Context: an optimization exercise on an open-source flow, tuned for small area, a short achievable clock period and few clock cycles. The choices shown serve that exercise and are no tape-out recipe. In this exercise RTL edits were held to simulation tests only and were not proved equivalent to the original. Not every run is shown, and edits may drop behaviour that the tests do not exercise.

### Clock network drawn from the DEF, run 1

(1.5 px per um)
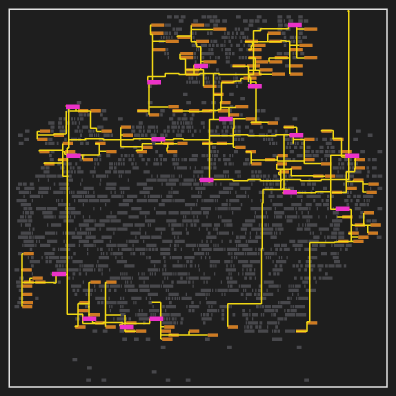
### Where the registers sit, run 1

(3 px per um)
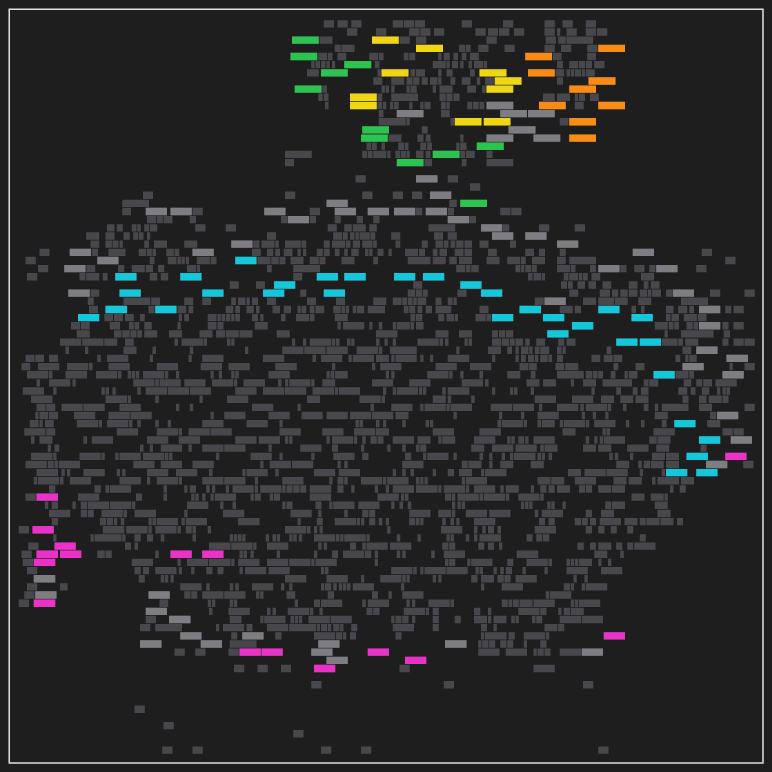
### Wiring by layer, run 1

(1.5 px per um)
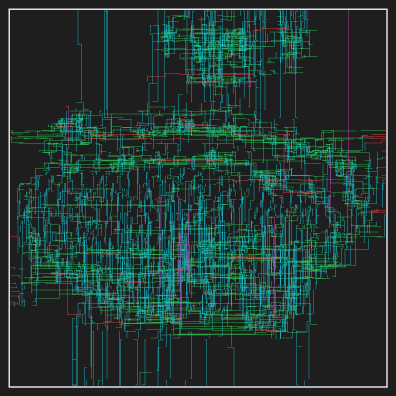
### Finished layout with every layer on, run 1

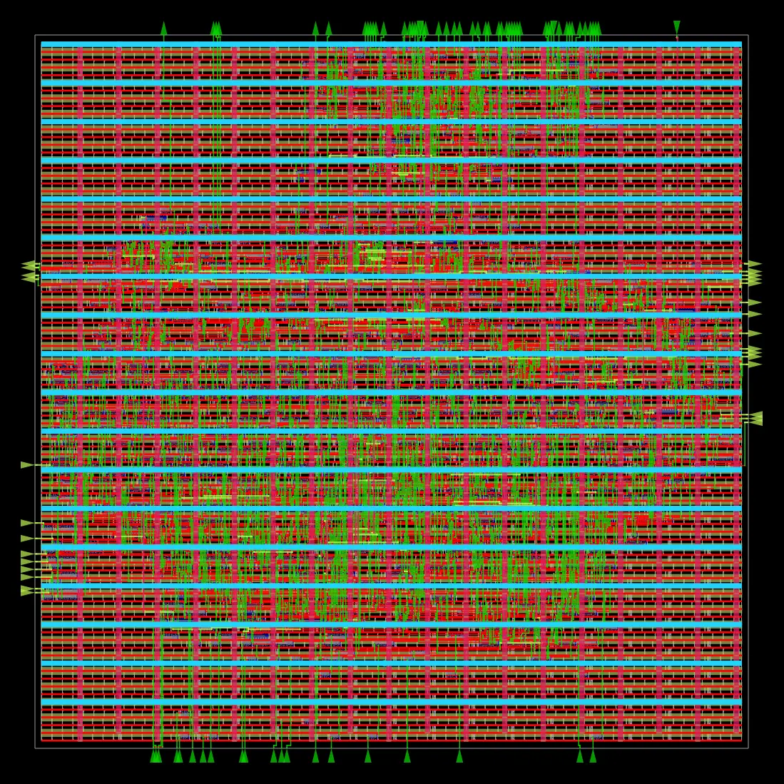
### design.v
`timescale 1ns / 1ps
module mat_mult_1632_system(
    input clk,
    input reset,
    input start,
    output reg [9:0] addr_a,
    input signed [15:0] data_a,
    output reg [10:0] addr_b,
    input signed [15:0] data_b,
    output reg [8:0] addr_c,
    output signed [31:0] data_c,
    output reg we_c,
    output reg done
);
    reg rd_act;                        
    wire fire = start | rd_act;        
    wire [5:0] k = addr_b[10:5];
    wire [4:0] j = addr_b[4:0];
    wire k_first = (k == 6'd0);
    wire k_last  = (k == 6'd48);
    wire j_last  = (j == 5'd31);
    wire all_last = k_last & j_last & (addr_a == 10'd783);
    always @(posedge clk or posedge reset) begin
        if (reset) begin
            rd_act <= 1'b0;
            addr_a <= 10'd0;
            addr_b <= 11'd0;
        end else if (fire) begin
            if (all_last) begin
                rd_act <= 1'b0;
                addr_a <= 10'd0;
                addr_b <= 11'd0;
            end else begin
                rd_act <= 1'b1;
                if (k_last) begin
                    addr_b <= {6'd0, j + 5'd1};
                    addr_a <= j_last ? addr_a + 10'd1 : addr_a - 10'd48;
                end else begin
                    addr_b <= addr_b + 11'd32;
                    addr_a <= addr_a + 10'd1;
                end
            end
        end
    end
    reg signed [15:0] ra, rb;
    reg signed [31:0] pr;
    reg [31:0] acc;
    reg f1, f2;                        
    reg l1, l2;                        
    reg e1, e2;                        
    always @(posedge clk) begin
        ra <= data_a;
        rb <= data_b;
        pr <= ra * rb;
        acc <= (f2 ? 32'd0 : acc) + pr;
        f1 <= k_first;
        f2 <= f1;
    end
    always @(posedge clk or posedge reset) begin
        if (reset) begin
            l1 <= 1'b0; l2 <= 1'b0;
            e1 <= 1'b0; e2 <= 1'b0;
            we_c <= 1'b0;
            done <= 1'b0;
            addr_c <= 9'd0;
        end else begin
            l1 <= fire & k_last;
            e1 <= fire & all_last;
            l2 <= l1;
            e2 <= e1;
            we_c <= l2;
            done <= e2;
            if (we_c) addr_c <= addr_c + 9'd1;
        end
    end
    assign data_c = acc;
endmodule
### run.sh
#!/bin/bash
# synth_recipe.tcl (not shown) runs the flow's synth.tcl, then flattens the netlist and writes it again
# the make line also repeats each setting of config.mk as NAME=value (left out here)
make -C /OpenROAD-flow-scripts/flow DESIGN_CONFIG=/design/flow/config.mk WORK_HOME=/design/flow/orfs CLKGATE_MAP_FILE= SYNTH_SCRIPT=/design/flow/synth_recipe.tcl finish
### config.mk
export PLATFORM = sky130hd
export DESIGN_NAME = mat_mult_1632_system
export DESIGN_NICKNAME = mat_mult_1632_system
export VERILOG_FILES = /design/flow/design.v
export SDC_FILE = /design/flow/constraint.sdc
export NUM_CORES = 4
export LEC_CHECK = 0
export CAP_MARGIN = 20
export CORE_MARGIN = 2
export CORE_UTILIZATION = 25
export PLACE_DENSITY = 0.45
export SLEW_MARGIN = 20
### constraint.sdc
create_clock -name core_clock -period 10.0 [get_ports {clk}]
set_input_delay 2.0000 -clock core_clock [delete_from_list [all_inputs] [get_ports {clk}]]
set_output_delay 2.0000 -clock core_clock [all_outputs]
set_load 0.01 [all_outputs]
==> notes.md, run 1 <==
status timing/DRC/antenna clean; # rows 90; Detail Route Antenna Nets 0; post-CTS resize count 0; fin util 29.3%; Finish-stage setup viols 0; largest net degree at the start of global routing 38; final net count about 2100; CTS tree yes; total setup buffers inserted after CTS 0; max incr delay on CP 0.78 ns; most used routing layer met2; dpl cell area 17000 um2; Worst-Margin Slew 0.845 ns; cell taking the most area after synthesis fa_1; CTS Buffer Depth 2; Post-Syn Area between 15000 and 20000 um2; post-route setup TNS 0 ns; cell mode on critical path fa_1; largest family of logic cells by synthesized area adder cells; die height 251 um; met2 Track Usage GR 23.4%; share of the synthesized area in the top cell type 34.6%; Vias 10563; synthesized net count 2000; crit path time final 6.47 ns; count leader, synth inv_1; WP data arrival 6.88 ns; hold slack between 0.3 and 0.4 ns; DR pass1 iterations 5; Regs by FF count acc (32), pr (32); WL met3 1.12 mm; Clk Latency, worst-skew pair 0.48 ns; average wire per standard cell 14.9 um; ys async rst share 27.4%; core area 60200 um2; cells taking the most area after synthesis fa_1, dfxtp_1, ha_1; I/O Buffers between 90 and 100; unrepaired setup endpoints after global routing no; Crit Path Class flip-flop to flip-flop; slowest stage cell on the critical path dfxtp_1; met3 capacity usage during global routing under 10%; Die Width around 250 um; Synth Area in Simple Gates about 15%; post-synthesis cell count approximately 1600; non-filler cells, final 2454; Max Cap Viol 0; Ys Warns 1; vias per cell 4.30; IO Count 99; clk_skew 0.0168 ns; family with the most delay on the worst path adder cells; crit path max fanout 16; synth unique cells 60; XOR/XNOR share of the synthesized area 4.49%; Worst setup EP type flip-flop; Inserted Clock Buffers 17; Fin. Hold Viols 0; cts hold-fix bufs 0; Inst Count DP 2422
Testbench counts for the RTL of run 1, summed over its fixed seeds: cycles 200,720.
About 'Clock network drawn from the DEF':
[magenta] clock-net drivers | count: 17
[yellow] clock wires | length: 2590 um
[orange] flip-flops | count: 135
routed clock nets: 18
flops lie: spread over the die

About 'Where the registers sit':
| colour | name in the netlist | placed flops |
|---|---|---|
| cyan | `pr` | 32 |
| orange | `addr_c` | 9 |
| yellow | `addr_a` | 10 |
| magenta | `rb` | 16 |
| green | `addr_b` | 11 |
not coloured: 57

About 'Wiring by layer':
| colour | layer | wire length |
|---|---|---|
| magenta | M4 | 755 um |
| green | M1 | 15300 um |
| cyan | M2 | 19300 um |
| red | M3 | 1120 um |

About 'Finished layout with every layer on':
total wire length: 36.5 mm
die area: 62900 um2

run 1: worst paths after layout:
check                                              to          start  cells past startpoint  slack (ns)
worst max-delay path                   pr[31]$_DFF_P_  rb[1]$_DFF_P_                     18        3.53
min in group asynchronous       addr_c[5]$_DFFE_PP0P_          reset                      3        1.94
worst min register to register             f2$_DFF_P_     f1$_DFF_P_                      0        0.33
max in group asynchronous       addr_b[0]$_DFFE_PP0P_          reset                      3        7.71
worst max register to register         pr[31]$_DFF_P_  rb[1]$_DFF_P_                     18        3.53
worst min-delay path                       f2$_DFF_P_     f1$_DFF_P_                      0        0.33
run 1: kinds of logic after synthesis:
group | count (synthesis)
compound gates | 180
xor+xnor | 78
fa+ha+maj | 384
buf+inv | 366
flops | 135
mux | 3
simple gates | 435
run 1: final cells by class:
type	count	area, um2
Tap cell	782	978
Fill cell	6320	42600
Clock inverter	13	130
Timing Repair Buffer	101	1000
Clock buffer	19	454
Sequential cell	135	2890
Multi-Input combinational cell	1080	11000
Inverter	324	1220
==> run 2, diff against run 1 <==
--- a/design.v
+++ b/design.v
@@ -42,17 +42,55 @@
             end
         end
     end
-    reg signed [15:0] ra, rb;
-    reg signed [31:0] pr;
+    reg [15:0] ra, rb;
+    reg [31:0] row [0:8];
+    reg [16:0] mag, pp;
+    reg [31:0] negs;
+    integer i;
+    always @(*) begin
+        negs = 32'd0;
+        for (i = 0; i < 8; i = i + 1) begin : booth
+            reg bm1, b0, b1, one, two;
+            b1  = rb[2*i+1];
+            b0  = rb[2*i];
+            bm1 = (i == 0) ? 1'b0 : rb[2*i-1];
+            one = b0 ^ bm1;
+            two = (b1 & ~b0 & ~bm1) | (~b1 & b0 & bm1);
+            mag = one ? {ra[15], ra} : (two ? {ra, 1'b0} : 17'd0);
+            pp  = b1 ? ~mag : mag;
+            row[i] = {15'd0, ~pp[16], pp[15:0]} << (2*i);
+            negs[2*i] = b1;
+        end
+        row[8] = negs | 32'hAAAB0000;
+    end
+    function [63:0] csa(input [31:0] x, input [31:0] y, input [31:0] z);
+        reg [31:0] s, c;
+        begin
+            s = x ^ y ^ z;
+            c = ((x & y) | (x & z) | (y & z)) << 1;
+            csa = {c, s};
+        end
+    endfunction
+    wire [63:0] l1a = csa(row[0], row[1], row[2]);
+    wire [63:0] l1b = csa(row[3], row[4], row[5]);
+    wire [63:0] l1c = csa(row[6], row[7], row[8]);
+    wire [63:0] l2a = csa(l1a[31:0], l1a[63:32], l1b[31:0]);
+    wire [63:0] l2b = csa(l1b[63:32], l1c[31:0], l1c[63:32]);
+    wire [63:0] l3a = csa(l2a[31:0], l2a[63:32], l2b[31:0]);
+    wire [63:0] l4a = csa(l3a[31:0], l3a[63:32], l2b[63:32]);
+    reg [31:0] ps, pc;                 
     reg [31:0] acc;
     reg f1, f2;                        
     reg l1, l2;                        
     reg e1, e2;                        
+    wire [31:0] acc_in = f2 ? 32'd0 : acc;
+    wire [63:0] fin = csa(ps, pc, acc_in);
     always @(posedge clk) begin
         ra <= data_a;
         rb <= data_b;
-        pr <= ra * rb;
-        acc <= (f2 ? 32'd0 : acc) + pr;
+        ps <= l4a[31:0];
+        pc <= l4a[63:32];
+        acc <= fin[31:0] + fin[63:32];
         f1 <= k_first;
         f2 <= f1;
     end
==> notes.md, run 2 <==
cells taking the most area after synthesis dfxtp_1, fa_1, ha_1 (was fa_1, dfxtp_1, ha_1); Max Cap Viol 0 (unchanged); Detail Route Antenna Nets 0 (unchanged); non-filler cells, final 2664 (was 2454); share of the synthesized area in the top cell type 17.0% (was 34.6%); multi-input logic portion of the cell area 58.7% (was 62.2%); max incr delay on CP 0.91 ns (was 0.78 ns); R2R Path Start rb[6]$_DFF_P_ (was rb[1]$_DFF_P_); Inst Count DP 2632 (was 2422); average wire per standard cell 15.9 um (was 14.9 um); WP data arrival 5.40 ns (was 6.88 ns); WL met3 1.71 mm (was 1.12 mm); post-synthesis cell count 1894 (was 1581); met3 capacity usage during global routing 2.61% (was 2.17%); vias per cell 4.74 (was 4.30); post-route setup TNS 0 ns (unchanged); die area 61500 um2 (was 62900 um2); Layout clock area frac 3.42% (was 3.31%); Non-clock buffer share 7.18% (was 5.69%); ys async rst share 22.7% (was 27.4%); Leading cell kind multi-input gates (unchanged); HP Start f1$_DFF_P_ (unchanged); most used routing layer met2 (unchanged); Crit Path Class flip-flop to flip-flop (unchanged); largest net degree at the start of global routing 81 (was 38); Inserted Clock Buffers 17 (unchanged); Crit. Startpoint rb[6]$_DFF_P_ (was rb[1]$_DFF_P_); I/O Buffers 98 (unchanged); Die Width 248 um (was 251 um); final net count 2123 (was 2078); status timing/DRC/antenna clean (unchanged); num tapcells 773 (was 782); Non-clk invs 215 (was 324); CTS Buffer Depth 2 (unchanged); family with the most delay on the worst path adder cells (unchanged); Signal buffers 130 (was 101); crit path max fanout 23 (was 16); unrepaired setup endpoints after global routing no (unchanged); synth unique cells 67 (was 60); total setup buffers inserted after CTS 0 (unchanged); CTS tree yes (unchanged); synthesized net count 2139 (was 2000); CLK BUF 18 (was 19); Reg area 3460 um2 (was 2890 um2); cell mode on critical path fa_1 (unchanged); Vias 12617 (was 10563); Fin. Hold Viols 0 (unchanged); IO Count 99 (unchanged); DR pass1 iterations 5 (unchanged); Post-Syn Area 14900 um2 (was 15200 um2); post-CTS resize count 0 (unchanged); Ys Warns 2 (was 1); Clk Latency, worst-skew pair 0.48 ns (about the same); cts hold-fix bufs 0 (unchanged); cell taking the most area after synthesis dfxtp_1 (was fa_1); area of the multi-input gates 9980 um2 (was 11000 um2); initial antenna violation count 0 (unchanged); Worst setup EP type flip-flop (unchanged); Worst-Margin Slew 1.01 ns (was 0.845 ns); Finish-stage setup viols 0 (unchanged); hold slack 0.340 ns (was 0.333 ns)
Testbench counts for the RTL of run 2, summed over its fixed seeds: cycles 200,720.
run 2: stage by stage:
| step | setup slack [ns] | instance area [um2] |
|---|---|---|
| global route | 4.77 | 17000 |
| floorplan | 6.37 | 14900 |
| detailed placement | 5.12 | 16400 |
| CTS | 5.12 | 17000 |
| finish | 5.02 | 17000 |
| global placement | 5.23 | 16400 |
run 2: kinds of logic after synthesis:
logic type / after synthesis / share of synthesized area, %
adders and majority gates: 260 / 26.7
xor gates and xnor gates: 61 / 3.59
muxes: 11 / 0.766
DFF: 163 / 23.2
buffers and inverters: 380 / 9.70
and+or+nand+nor: 536 / 16.1
AOI/OAI and AO/OA: 483 / 20.0
run 2: final timing paths:
kind	to	slack, ns	cells past startpoint
max	ps[13]$_DFF_P_	5.02	11
min	f2$_DFF_P_	0.34	0
max reg2reg	ps[13]$_DFF_P_	5.02	11
min reg2reg	f2$_DFF_P_	0.34	0
max in group asynchronous	addr_c[2]$_DFFE_PP0P_	7.74	3
min in group asynchronous	addr_b[4]$_DFFE_PP0P_	1.92	3
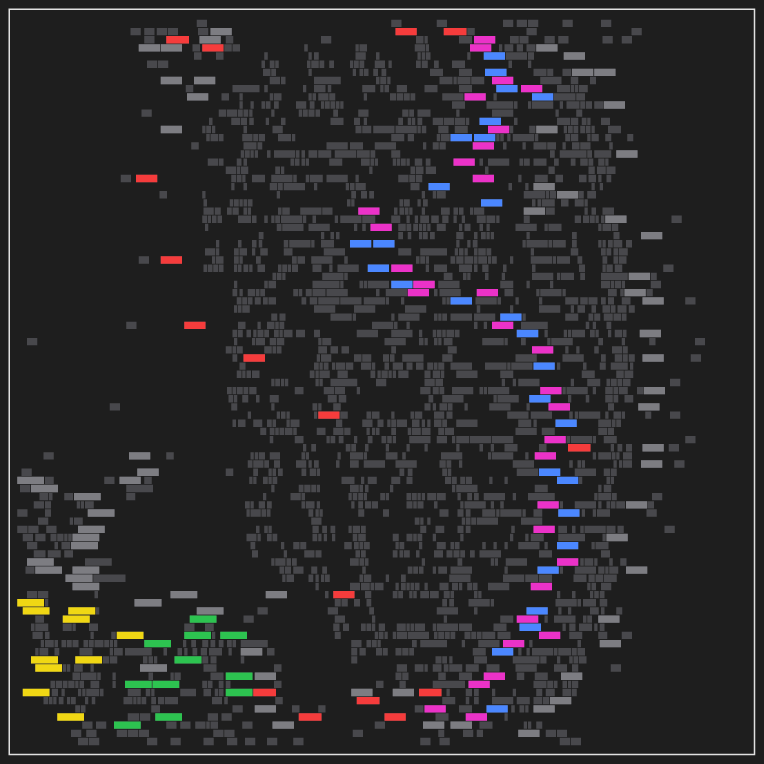
*Where the registers sit, run 2*
(3 px per um)
| colour | name in the netlist | placed flops |
|---|---|---|
| yellow | `addr_a` | 10 |
| blue | `pc` | 28 |
| red | `rb` | 16 |
| green | `addr_b` | 11 |
| magenta | `ps` | 32 |
Seq area share: 20.3%
fin util: 28.9%

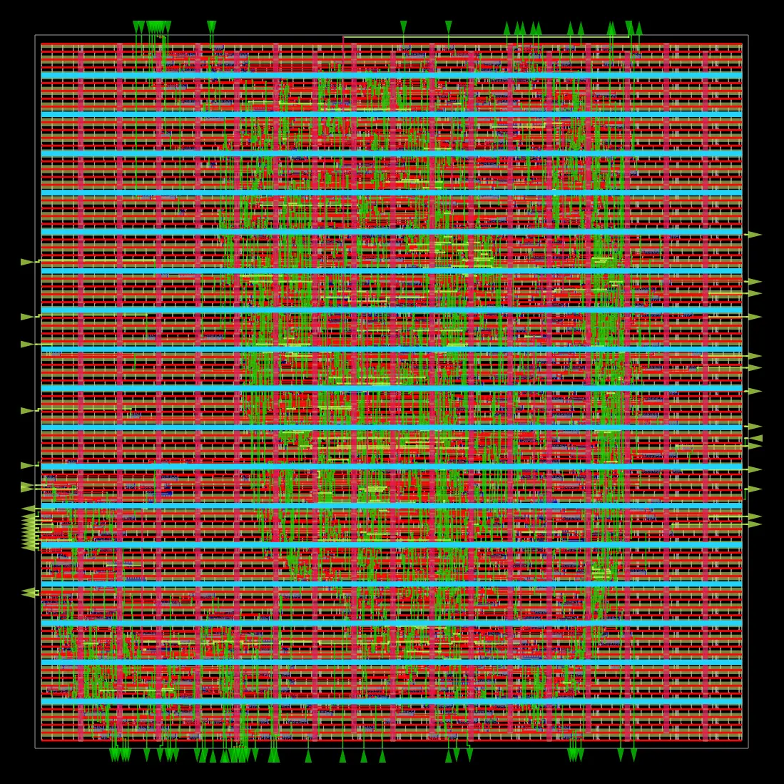
*Finished layout with every layer on, run 2*
total wire length: 42.4 mm
die height: 248 um
Final Cell Area: 17000 um2
# rows: 89

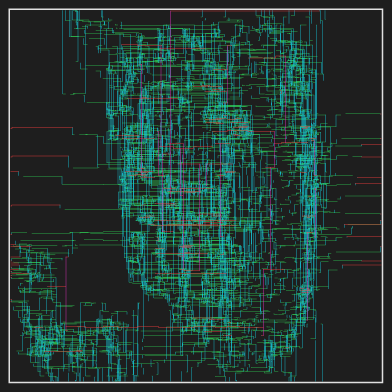
*Wiring by layer, run 2*
(1.5 px per um)
| colour | layer | wire length |
|---|---|---|
| cyan | M2 | 19700 um |
| red | M3 | 1710 um |
| green | M1 | 20000 um |
| magenta | M4 | 1000 um |

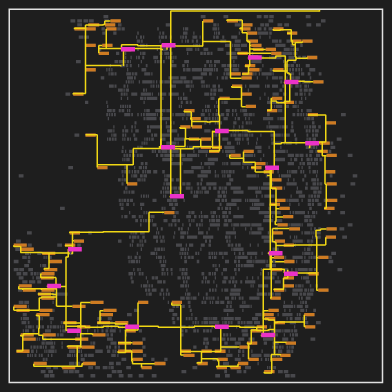
*Clock network drawn from the DEF, run 2*
(1.5 px per um)
[yellow] clock wires | length: 3010 um
[magenta] clock-net drivers | count: 17
[orange] flip-flops | count: 163
flops lie: spread over the die
routed clock nets: 18
clk_skew: 0.0122 ns

==> run 3, diff against run 2 <==
--- a/design.v
+++ b/design.v
@@ -42,24 +42,28 @@
             end
         end
     end
-    reg [15:0] ra, rb;
+    reg [15:0] ra;
+    reg [7:0] bneg, bone, btwo;
+    wire [16:0] db = {data_b, 1'b0};
+    reg [7:0] eneg, eone, etwo;
+    integer i;
+    always @(*) begin
+        for (i = 0; i < 8; i = i + 1) begin
+            eneg[i] = db[2*i+2];
+            eone[i] = db[2*i+1] ^ db[2*i];
+            etwo[i] = (db[2*i+2] & ~db[2*i+1] & ~db[2*i]) | (~db[2*i+2] & db[2*i+1] & db[2*i]);
+        end
+    end
     reg [31:0] row [0:8];
     reg [16:0] mag, pp;
     reg [31:0] negs;
-    integer i;
     always @(*) begin
         negs = 32'd0;
-        for (i = 0; i < 8; i = i + 1) begin : booth
-            reg bm1, b0, b1, one, two;
-            b1  = rb[2*i+1];
-            b0  = rb[2*i];
-            bm1 = (i == 0) ? 1'b0 : rb[2*i-1];
-            one = b0 ^ bm1;
-            two = (b1 & ~b0 & ~bm1) | (~b1 & b0 & bm1);
-            mag = one ? {ra[15], ra} : (two ? {ra, 1'b0} : 17'd0);
-            pp  = b1 ? ~mag : mag;
+        for (i = 0; i < 8; i = i + 1) begin
+            mag = bone[i] ? {ra[15], ra} : (btwo[i] ? {ra, 1'b0} : 17'd0);
+            pp  = bneg[i] ? ~mag : mag;
             row[i] = {15'd0, ~pp[16], pp[15:0]} << (2*i);
-            negs[2*i] = b1;
+            negs[2*i] = bneg[i];
         end
         row[8] = negs | 32'hAAAB0000;
     end
@@ -87,7 +91,9 @@
     wire [63:0] fin = csa(ps, pc, acc_in);
     always @(posedge clk) begin
         ra <= data_a;
-        rb <= data_b;
+        bneg <= eneg;
+        bone <= eone;
+        btwo <= etwo;
         ps <= l4a[31:0];
         pc <= l4a[63:32];
         acc <= fin[31:0] + fin[63:32];
==> notes.md, run 3 <==
core area 52600 um2 (was 58900 um2); IO Count 99 (unchanged); count leader, synth inv_1 (was nand2_1); Non-clk invs 220 (was 215); WP data arrival 4.21 ns (was 5.40 ns); max incr delay on CP 0.73 ns (was 0.91 ns); crit path max fanout 20 (was 23); cts hold-fix bufs 0 (unchanged); Finish-stage setup viols 0 (unchanged); Leading cell kind multi-input gates (unchanged); Worst setup EP type flip-flop (unchanged); vias per cell 4.27 (was 4.74); CTS tree yes (unchanged); Signal buffers 104 (was 130); synth unique cells 68 (was 67); post-synthesis cell count 1475 (was 1894); slowest stage cell on the critical path nor2b_1 (was dfxtp_1); post-place setup slack 5.94 ns (was 5.12 ns); Inst Count DP 2178 (was 2632); total setup buffers inserted after CTS 0 (unchanged); Layout clock area frac 3.77% (was 3.42%); family with the most delay on the worst path adder cells (unchanged); Worst Setup Slack, final 6.13 ns (was 5.02 ns); R2R setup slack 6.13 ns (was 5.02 ns); cells taking the most area after synthesis dfxtp_1, fa_1, ha_1 (unchanged); average wire per standard cell 14.9 um (was 15.9 um); post-CTS resize count 0 (unchanged); I/O Buffers 98 (unchanged); unrepaired setup endpoints after global routing no (unchanged); share of the synthesized area in the top cell type 20.2% (was 17.0%); area of the multi-input gates 8480 um2 (was 9980 um2); Max Cap Viol 0 (unchanged); FFs & Latches 171 (was 163); initial antenna violation count 0 (unchanged); Post-Syn Area 13300 um2 (was 14900 um2); post-route setup TNS 0 ns (unchanged); die area 54900 um2 (was 61500 um2); Inserted Clock Buffers 17 (unchanged); Fin. Hold Viols 0 (unchanged); DR pass1 iterations 7 (was 5); Crit Path Class flip-flop to flip-flop (unchanged); status timing/DRC/antenna clean (unchanged); non-filler cells, final 2210 (was 2664); Worst-Margin Slew 1.09 ns (was 1.01 ns); num tapcells 688 (was 773); Regs by FF count acc (32), ps (32), pc (28) (unchanged); multi-input logic portion of the cell area 55.1% (was 58.7%); final net count 1754 (was 2123); synthesized net count 1720 (was 2139); CTS Buffer Depth 2 (unchanged); Fillers 5550 (was 6228); Vias 9445 (was 12617); Detail Route Antenna Nets 0 (unchanged); largest net degree at the start of global routing 38 (was 81)
Testbench counts for the RTL of run 3, summed over its fixed seeds: cycles 200,720.
[run 3: cells by family (layout without fill, tap and decap cells)]
logic type,after synthesis,count (layout),share of synthesized area (%)
xor gates and xnor gates,181,181,12.0
adders and majority gates,210,210,26.1
DFF,171,171,27.2
muxes,5,5,0.406
buffers and inverters,309,356,8.85
and+or+nand+nor,330,330,11.7
AOI/OAI and AO/OA,269,269,13.7
[run 3: layer usage]
| layer | track usage, % | vias up | wire [um] |
|---|---|---|---|
| met1 | 17.1 | 4426 | 16000 |
| met3 | 2.66 | 41 | 1340 |
| li1 | - | 4797 | - |
| met5 | 0 | - | 0 |
| met4 | 4.56 | 0 | 766 |
| met2 | 19.9 | 181 | 14900 |
[run 3: final timing paths]
kind	from	end	cells after the start
worst max-delay path	bone[0]$_DFF_P_	ps[13]$_DFF_P_	9
worst min-delay path	f1$_DFF_P_	f2$_DFF_P_	0
max in group asynchronous	reset	addr_b[6]$_DFFE_PP0N_	3
min in group asynchronous	reset	addr_c[8]$_DFFE_PP0P_	3
worst max register to register	bone[0]$_DFF_P_	ps[13]$_DFF_P_	9
worst min register to register	f1$_DFF_P_	f2$_DFF_P_	0
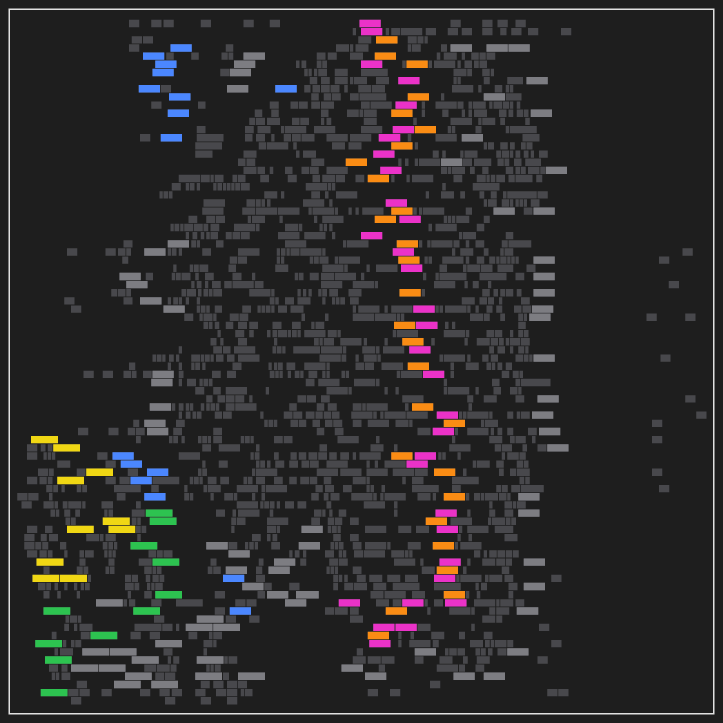
*Where the registers sit, run 3*
(3 px per um)
| colour | name in the netlist | placed flops |
|---|---|---|
| yellow | `addr_a` | 10 |
| blue | `ra` | 16 |
| orange | `pc` | 28 |
| magenta | `ps` | 32 |
| green | `addr_b` | 11 |
Seq area share: 23.5%
Reg area: 3610 um2
fin util: 29.3%

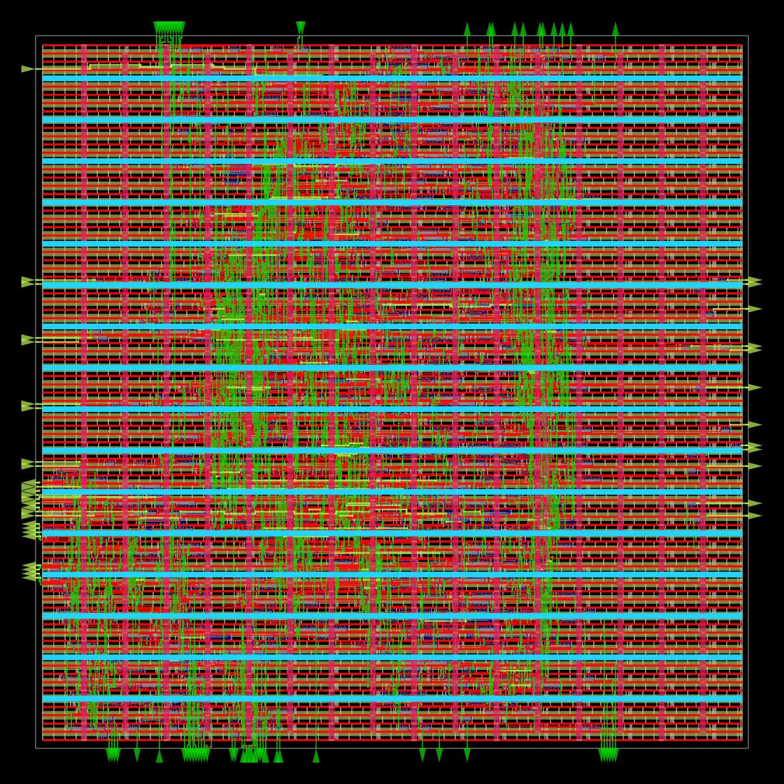
*Finished layout with every layer on, run 3*
Final Cell Area: 15400 um2
# rows: 84
total wire length: 33.0 mm
Die Width: 234 um

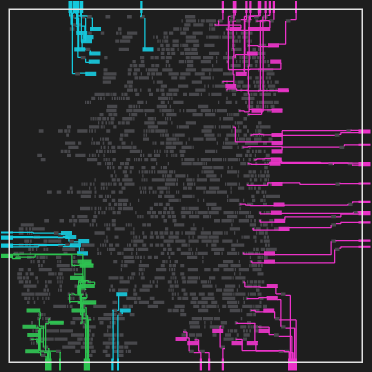
*Port wiring, run 3*
(1.5 px per um)
| colour | port | direction | end cells | buffers | wire |
|---|---|---|---|---|---|
| magenta | `data_c` | output | 32 | 32 | 2020 um |
| green | `addr_b` | output | 11 | 11 | 635 um |
| cyan | `data_a` | input | 16 | 16 | 531 um |

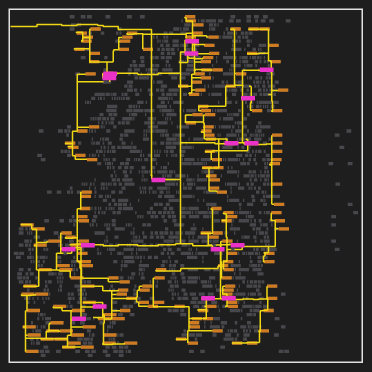
*Clock network drawn from the DEF, run 3*
(1.5 px per um)
[magenta] clock-net drivers | count: 17
[orange] flip-flops | count: 171
[yellow] clock wires | length: 2670 um
routed clock nets: 18
Clk Latency, worst-skew pair: 0.46 ns
clk_skew: 0.00855 ns

==> run 4, diff against run 3 <==
--- a/design.v
+++ b/design.v
@@ -60,7 +60,7 @@
     always @(*) begin
         negs = 32'd0;
         for (i = 0; i < 8; i = i + 1) begin
-            mag = bone[i] ? {ra[15], ra} : (btwo[i] ? {ra, 1'b0} : 17'd0);
+            mag = ({17{bone[i]}} & {ra[15], ra}) | ({17{btwo[i]}} & {ra, 1'b0});
             pp  = bneg[i] ? ~mag : mag;
             row[i] = {15'd0, ~pp[16], pp[15:0]} << (2*i);
             negs[2*i] = bneg[i];
@@ -84,10 +84,12 @@
     wire [63:0] l4a = csa(l3a[31:0], l3a[63:32], l2b[63:32]);
     reg [31:0] ps, pc;                 
     reg [31:0] acc;
-    reg f1, f2;                        
+    reg f1a, f1b;
+    reg f2a, f2b, f2c_n, f2d_n;
     reg l1, l2;                        
     reg e1, e2;                        
-    wire [31:0] acc_in = f2 ? 32'd0 : acc;
+    wire [31:0] acc_in = {acc[31:24] & {8{f2d_n}}, acc[23:16] & {8{f2c_n}},
+                          acc[15:8] & {8{~f2b}}, acc[7:0] & {8{~f2a}}};
     wire [63:0] fin = csa(ps, pc, acc_in);
     always @(posedge clk) begin
         ra <= data_a;
@@ -97,8 +99,12 @@
         ps <= l4a[31:0];
         pc <= l4a[63:32];
         acc <= fin[31:0] + fin[63:32];
-        f1 <= k_first;
-        f2 <= f1;
+        f1a <= k_first;
+        f1b <= ~k_first;
+        f2a <= f1a;
+        f2b <= ~f1b;
+        f2c_n <= ~f1a;
+        f2d_n <= f1b;
     end
     always @(posedge clk or posedge reset) begin
         if (reset) begin
==> flow/run.sh (new file) <==
#!/bin/bash
# The standard layout (standard.sh: standard synthesis and the ORFS steps), with
# two changes to how it is made: the port buffers that buffer_ports inserts are
# sky130_fd_sc_hd__buf_2, and repair_timing aims for 6.9 ns of setup slack.
# The clock period, the SDC and the synthesis are the standard ones.
set -euo pipefail
bash standard.sh "BUFFER_PORTS_ARGS=-buffer_cell sky130_fd_sc_hd__buf_2" SETUP_SLACK_MARGIN=6.9 finish > standard_flow.log 2>&1
==> standard.sh (new file) <==
#!/bin/bash
# synth_recipe.tcl (not shown) runs the flow's synth.tcl, then flattens the netlist and writes it again
# the make line also repeats each setting of config.mk as NAME=value (left out here)
make -C /OpenROAD-flow-scripts/flow DESIGN_CONFIG=/design/flow/config.mk WORK_HOME=/design/flow/orfs CLKGATE_MAP_FILE= SYNTH_SCRIPT=/design/flow/synth_recipe.tcl "${@:-finish}"
--- a/config.mk
+++ b/config.mk
@@ -7,6 +7,8 @@
 export LEC_CHECK = 0
 export CAP_MARGIN = 20
 export CORE_MARGIN = 2
-export CORE_UTILIZATION = 25
-export PLACE_DENSITY = 0.45
+export CORE_UTILIZATION = 70
+export CTS_CLUSTER_DIAMETER = 60
+export CTS_CLUSTER_SIZE = 30
+export PLACE_DENSITY = 0.8
 export SLEW_MARGIN = 20
removed: run.sh
==> notes.md, run 4 <==
Hold Path End we_c$_DFF_PP0_ (was f2$_DFF_P_); M1 WL 12.5 mm (was 16.0 mm); largest net degree at the start of global routing 29 (was 38); synth unique cells 52 (was 68); unrepaired setup endpoints after global routing yes (was no); CTS tree yes (unchanged); clk_skew 0.0126 ns (was 0.00855 ns); Fin. Hold Viols 0 (unchanged); largest family of logic cells by synthesized area adder cells (unchanged); post-route setup TNS 0 ns (unchanged); data required time of the worst path 10.31 ns (was 10.34 ns); XOR/XNOR share of the synthesized area 13.0% (was 12.0%); vias per cell 5.83 (was 4.27); crit path capture ps[15]$_DFF_P_ (was ps[13]$_DFF_P_); cts hold-fix bufs 0 (unchanged); post-CTS resize count 56 (was 0); Worst setup EP type flip-flop (unchanged); most used routing layer met2 (unchanged); multiplexer area fraction after synthesis 0.585% (was 0.406%); Post-Syn Area 12600 um2 (was 13300 um2); cells taking the most area after synthesis dfxtp_1, fa_1, ha_1 (unchanged); WP data arrival 3.40 ns (was 4.21 ns); Die Width 138 um (was 234 um); Ys Warns 2 (unchanged); met2 routed WL 13.2 mm (was 14.9 mm); share of the synthesized area in the top cell type 21.9% (was 20.2%); WL met3 2.50 mm (was 1.34 mm); total setup buffers inserted after CTS 4 (was 0); Worst R2R End ps[15]$_DFF_P_ (was ps[13]$_DFF_P_); adder-cell share of the synthesized area 27.5% (was 26.1%); die area 19100 um2 (was 54900 um2); post-synthesis cell count 1320 (was 1475); Crit. Startpoint bone[3]$_DFF_P_ (was bone[0]$_DFF_P_); R2R setup slack 6.92 ns (was 6.13 ns); core area 17800 um2 (was 52600 um2); synthesized net count 1565 (was 1720); ys async rst share 21.1% (was 21.6%); Hold Path Cell Cnt 0 (unchanged); Compound-Gate Fraction of Synth Area 13.2% (was 13.7%); grt met1 use 43.5% (was 17.1%); final net count 1615 (was 1754); Detail Route Antenna Nets 0 (unchanged); # rows 49 (was 84); status timing/DRC/antenna clean (unchanged); Starting DRT DRC Count 867 (was 471); DR pass1 iterations 6 (was 7); Max Cap Viol 0 (unchanged); cells on worst reg2reg path 7 (was 9); cell taking the most area after synthesis dfxtp_1 (unchanged); initial antenna violation count 0 (unchanged); Finish-stage setup viols 0 (unchanged); crit path max fanout 17 (was 20); Clk Latency, worst-skew pair 0.44 ns (was 0.46 ns); Inst Count DP 1571 (was 2178); fmax 324 MHz (was 258 MHz); R2R Path Start bone[3]$_DFF_P_ (was bone[0]$_DFF_P_); Starting Density 70.8% (was 25.2%); Synth Area in Simple Gates 7.86% (was 11.7%); count leader, synth inv_1 (unchanged); CTS Buffer Depth 2 (unchanged); HP Start l2$_DFF_PP0_ (was f1$_DFF_P_); Worst-Margin Slew 0.601 ns (was 1.09 ns); non-filler cells, final 1612 (was 2210); # DRC 0 (unchanged); Regs by FF count acc (32), ps (32), pc (28) (unchanged); share of layout cells above drive strength 1 16.3% (was 4.27%); register area share after synthesis 29.2% (was 27.2%); Max Used Layer met4 (unchanged); CTS root buf clkbuf_16 (unchanged); Inserted Clock Buffers 17 (unchanged); met3 capacity usage during global routing 6.13% (was 2.66%); met2 Track Usage GR 47.1% (was 19.9%); Crit Path Class flip-flop to flip-flop (unchanged)
Testbench counts for the RTL of run 4, summed over its fixed seeds: cycles 200,720.
run 4: changes by cell type after synthesis, moves of 7 or more:
cell,previous run,this run
xor2_1,73,54
o21ai_0,105,51
clkbuf_1,81,73
and3_1,12,5
nand2_1,175,73
a21o_1,20,3
nand2b_1,36,19
a22oi_1,56,121
xnor2_1,108,133
run 4: stage by stage:
step                      utilization, %  instance area (um2)  hold WS (ns)  setup slack [ns]
after global placement              73.6                13100         0.332              6.54
after global routing                78.9                14100         0.354              6.83
final                               78.9                14100         0.349              6.92
after detailed placement            73.6                13100         0.335              6.45
after floorplan                        -                12700         0.331              6.89
after CTS                           77.6                13800         0.351              6.90
run 4: worst max-delay path: stages, from the launching register on:
cell and delay, ns:
dfxtp_4 0.42, a22oi_1 0.35, xnor2_2 0.19, fa_1 0.50, fa_1 0.52, fa_1 0.50
inv_1 0.05, fa_1 0.44
run 4: layout make-up:
cell class / count / area [um2]
timing repair buffer: 108 / 566
multi-input combinational: 852 / 8000
tap: 229 / 287
clock inverter: 13 / 149
sequential: 175 / 3830
inverter: 216 / 817
clock buffer: 19 / 433
fill: 1204 / 3760
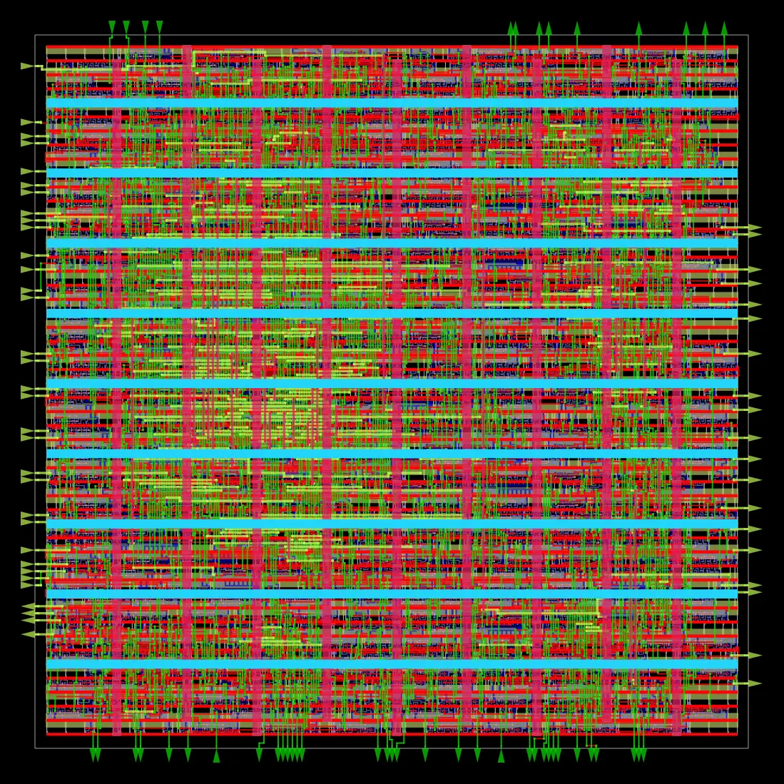
*Finished layout with every layer on, run 4*
total wire length: 29.0 mm
die height: 138 um

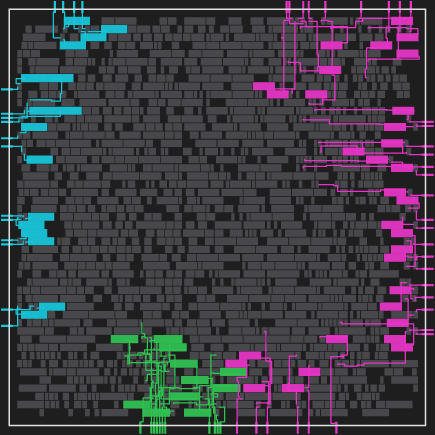
*Port wiring, run 4*
(3 px per um)
| colour | port | direction | end cells | buffers | wire |
|---|---|---|---|---|---|
| green | `addr_b` | output | 11 | 11 | 477 um |
| cyan | `data_a` | input | 16 | 16 | 187 um |
| magenta | `data_c` | output | 32 | 32 | 966 um |
I/O Buffers: 98
IO Count: 99

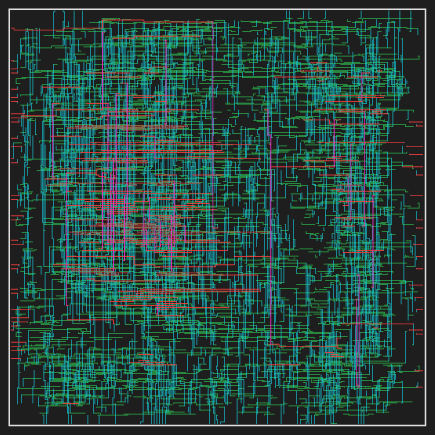
*Wiring by layer, run 4*
(3 px per um)
| colour | layer | wire length |
|---|---|---|
| green | M1 | 12500 um |
| magenta | M4 | 795 um |
| cyan | M2 | 13200 um |
| red | M3 | 2500 um |
Vias: 9406
average wire per standard cell: 18.0 um
gr usage total: 30.6%

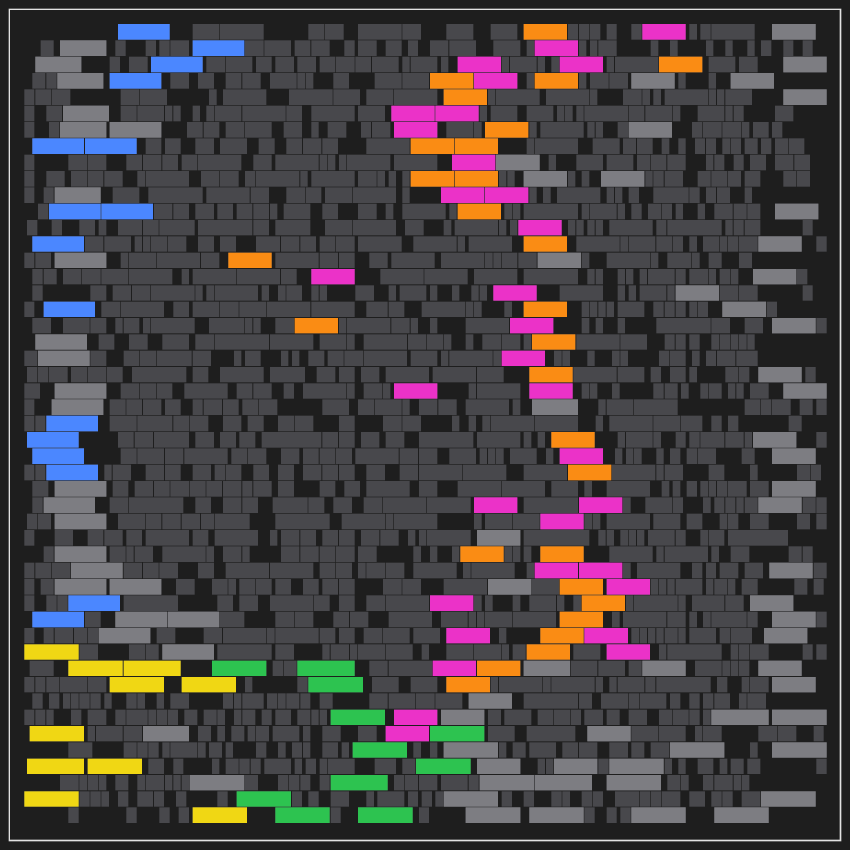
*Where the registers sit, run 4*
(6 px per um)
| colour | name in the netlist | placed flops |
|---|---|---|
| orange | `pc` | 28 |
| blue | `ra` | 16 |
| yellow | `addr_a` | 10 |
| magenta | `ps` | 32 |
| green | `addr_b` | 11 |
not coloured: 78
Reg area: 3830 um2
fin util: 78.9%

==> run 5, diff against run 4 <==
--- a/design.v
+++ b/design.v
@@ -90,7 +90,6 @@
     reg e1, e2;                        
     wire [31:0] acc_in = {acc[31:24] & {8{f2d_n}}, acc[23:16] & {8{f2c_n}},
                           acc[15:8] & {8{~f2b}}, acc[7:0] & {8{~f2a}}};
-    wire [63:0] fin = csa(ps, pc, acc_in);
     always @(posedge clk) begin
         ra <= data_a;
         bneg <= eneg;
@@ -98,7 +97,7 @@
         btwo <= etwo;
         ps <= l4a[31:0];
         pc <= l4a[63:32];
-        acc <= fin[31:0] + fin[63:32];
+        acc <= acc_in + ps + pc;
         f1a <= k_first;
         f1b <= ~k_first;
         f2a <= f1a;
--- a/config.mk
+++ b/config.mk
@@ -7,8 +7,8 @@
 export LEC_CHECK = 0
 export CAP_MARGIN = 20
 export CORE_MARGIN = 2
-export CORE_UTILIZATION = 70
+export CORE_UTILIZATION = 75
 export CTS_CLUSTER_DIAMETER = 60
 export CTS_CLUSTER_SIZE = 30
-export PLACE_DENSITY = 0.8
+export PLACE_DENSITY = 0.85
 export SLEW_MARGIN = 20
==> notes.md, run 5 <==
# DRC 0 (unchanged); Worst setup EP type flip-flop (unchanged); Post-Syn Area 12400 um2 (was 12600 um2); Fillers 857 (was 1204); unrepaired setup endpoints after global routing yes (unchanged); register area share after synthesis 29.8% (was 29.2%); R2R setup slack 6.88 ns (was 6.92 ns); Die Width 132 um (was 138 um); Regs by FF count acc (32), ps (32), pc (28) (unchanged); WL met3 3.18 mm (was 2.50 mm); synth unique cells 59 (was 52); cell taking the most area after synthesis dfxtp_1 (unchanged); cell mode on critical path fa_1 (unchanged); Detail Route Antenna Nets 0 (unchanged); family with the most delay on the worst path adder cells (unchanged); crit path max fanout 17 (unchanged); ys async rst share 21.1% (unchanged); count leader, synth dfxtp_1 (was inv_1); met2 Track Usage GR 57.8% (was 47.1%); met2 routed WL 14.8 mm (was 13.2 mm); initial antenna violation count 0 (unchanged); grt met1 use 48.7% (was 43.5%); total setup buffers inserted after CTS 6 (was 4); R2R Path Start bone[5]$_DFF_P_ (was bone[3]$_DFF_P_); gr usage total 36.0% (was 30.6%); CTS root buf clkbuf_16 (unchanged); final net count 1531 (was 1615); Buf/Inv on CP 2 (was 1); vias per cell 6.39 (was 5.83); Vias 9684 (was 9406); I/O Buffers 98 (unchanged); crit path time final 3.12 ns (was 3.08 ns); cts hold-fix bufs 0 (unchanged); Worst-Margin Slew 0.769 ns (was 0.601 ns); cells on worst reg2reg path 8 (was 7); Max Used Layer met4 (unchanged); share of layout cells above drive strength 1 18.3% (was 16.3%); Levels on crit path 8 (was 7); synthesized net count 1473 (was 1565); Fin. Hold Viols 0 (unchanged); CTS Buffer Depth 2 (unchanged); fmax 321 MHz (was 324 MHz); Worst R2R End ps[13]$_DFF_P_ (was ps[15]$_DFF_P_); status timing/DRC/antenna clean (unchanged); cells taking the most area after synthesis dfxtp_1, fa_1, ha_1 (unchanged); largest net degree at the start of global routing 38 (was 29); Inserted Clock Buffers 17 (unchanged); crit path capture ps[13]$_DFF_P_ (was ps[15]$_DFF_P_); HP Start f1a$_DFF_P_ (was l2$_DFF_PP0_); CP Cell Sequence a22oi_1, xnor2_1, fa_1, inv_1, fa_1, fa_1, inv_1, fa_1 (was a22oi_1, xnor2_2, fa_1, fa_1, fa_1, inv_1, fa_1); DR pass1 iterations 7 (was 6); Crit Path Class flip-flop to flip-flop (unchanged); die area 17500 um2 (was 19100 um2); Max Cap Viol 0 (unchanged); Ys Warns 2 (unchanged)
Testbench counts for the RTL of run 5, summed over its fixed seeds: cycles 200,720.
## run 5: cells by family after synthesis
kind of cell / after synthesis / synth area share [%]
compound gates: 262 / 14.5
xor+xnor: 184 / 13.0
buf+inv: 202 / 6.25
simple gates: 188 / 7.74
flops: 175 / 29.8
mux: 7 / 0.617
fa+ha+maj: 210 / 28.1
## run 5: cell type report
type | instances | area [um2] | area share [%]
clock inverters | 12 | 125 | 0.904
repair buffers | 119 | 652 | 4.71
flip-flops and latches | 175 | 3830 | 27.7
well taps | 216 | 270 | 1.95
inverters | 122 | 462 | 3.34
clock buffers | 20 | 447 | 3.23
multi-input cells | 851 | 8050 | 58.2
## run 5: per-stage QoR
stage | cells | instance area, um2 | setup WS (ns) | util (%) | hold slack, ns
6_report | 1515 | 13800 | 6.88 | 86.5 | 0.348
5_1_grt | 1515 | 13800 | 6.83 | 86.5 | 0.355
4_1_cts | 1502 | 13600 | 6.85 | 84.9 | 0.346
3_5_place_dp | 1464 | 12800 | 6.46 | 80.2 | 0.338
3_3_place_gp | 1464 | 12800 | 6.52 | 80.2 | 0.333
2_1_floorplan | 1228 | 12500 | 6.87 | - | 0.331
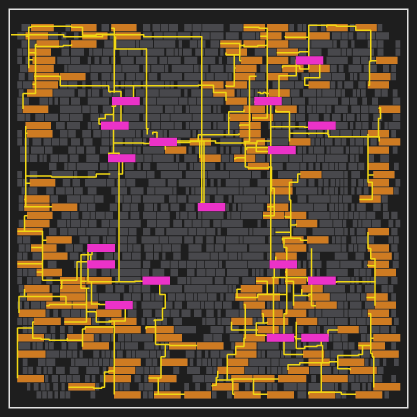
*Clock network drawn from the DEF, run 5*
(3 px per um)
[magenta] clock-net drivers | count: 17
[orange] flip-flops | count: 175
[yellow] clock wires | length: 2070 um
flops lie: spread over the die
clk_skew: 0.00857 ns
Clk Latency, worst-skew pair: 0.44 ns

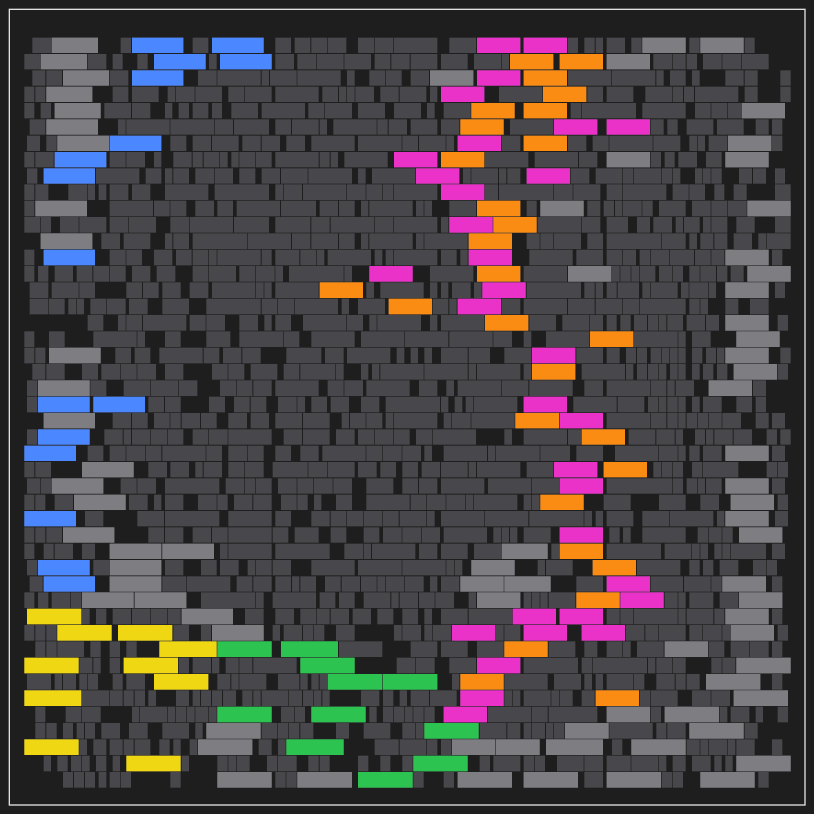
*Where the registers sit, run 5*
(6 px per um)
| colour | name in the netlist | placed flops |
|---|---|---|
| green | `addr_b` | 11 |
| orange | `pc` | 28 |
| yellow | `addr_a` | 10 |
| blue | `ra` | 16 |
| magenta | `ps` | 32 |

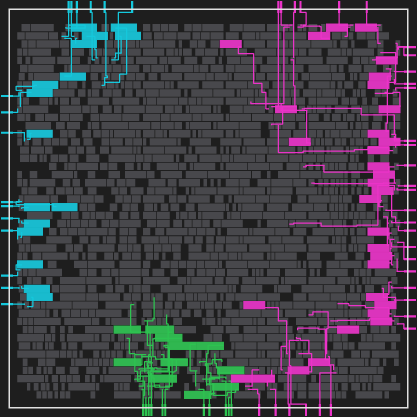
*Port wiring, run 5*
(3 px per um)
| colour | port | direction | end cells | buffers | wire |
|---|---|---|---|---|---|
| green | `addr_b` | output | 11 | 11 | 443 um |
| magenta | `data_c` | output | 32 | 32 | 942 um |
| cyan | `data_a` | input | 16 | 16 | 278 um |

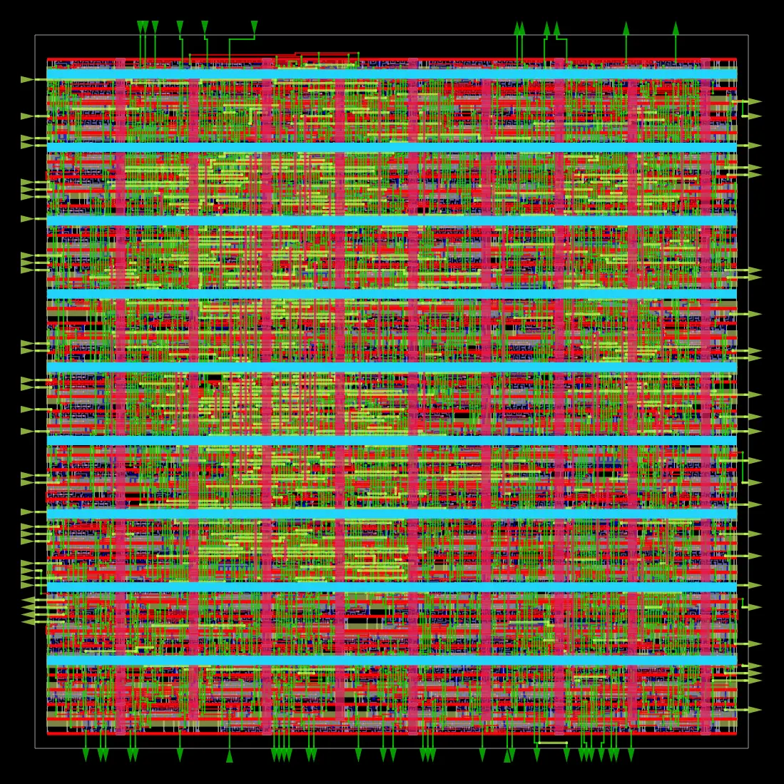
*Finished layout with every layer on, run 5*
total wire length: 31.5 mm
# rows: 46
non-filler cells, final: 1515
Final Cell Area: 13800 um2
die height: 132 um

what the ideal ports hide:
In the flow no input, the clock included, has a driving cell. The finished layouts below were timed again as built, in two steps. Step 1 (the two cells are an assumption about what drives the block):
set clk [get_ports {clk}]
set_driving_cell -lib_cell sky130_fd_sc_hd__clkbuf_16 $clk
set_driving_cell -lib_cell sky130_fd_sc_hd__buf_2 [delete_from_list [all_inputs] $clk]
Step 2 moves the port delays by t, midway between the first and last clock arrival at a register: inputs arrive t later, outputs are due t later. That takes back most of the time a late clock gives input paths. Slacks: no drivers / after step 1 / after step 2; pairs: no drivers / after step 1.
run	shift t [ns]	slack for setup (ns)	latest minus earliest clock arrival (ns)	slew at the worst register clock pin (ns)	worst data-port slew with drivers (ns)
run 1	0.526	3.529 / 3.529 / 3.529	0.018 / 0.017	0.08 / 0.08	0.05
run 2	0.532	5.021 / 5.021 / 5.021	0.020 / 0.019	0.08 / 0.08	0.05
run 3	0.512	6.128 / 6.128 / 6.128	0.010 / 0.011	0.08 / 0.08	0.05
run 4	0.486	6.917 / 6.886 / 6.765	0.015 / 0.015	0.08 / 0.08	0.03
run 5	0.481	6.883 / 6.879 / 6.721	0.009 / 0.009	0.07 / 0.07	0.04
After both steps setup and hold are still met in every run listed. For run 5, which loses most, drivers alone change the setup slack by -0.004 ns; drivers and shift together by -0.162 ns.
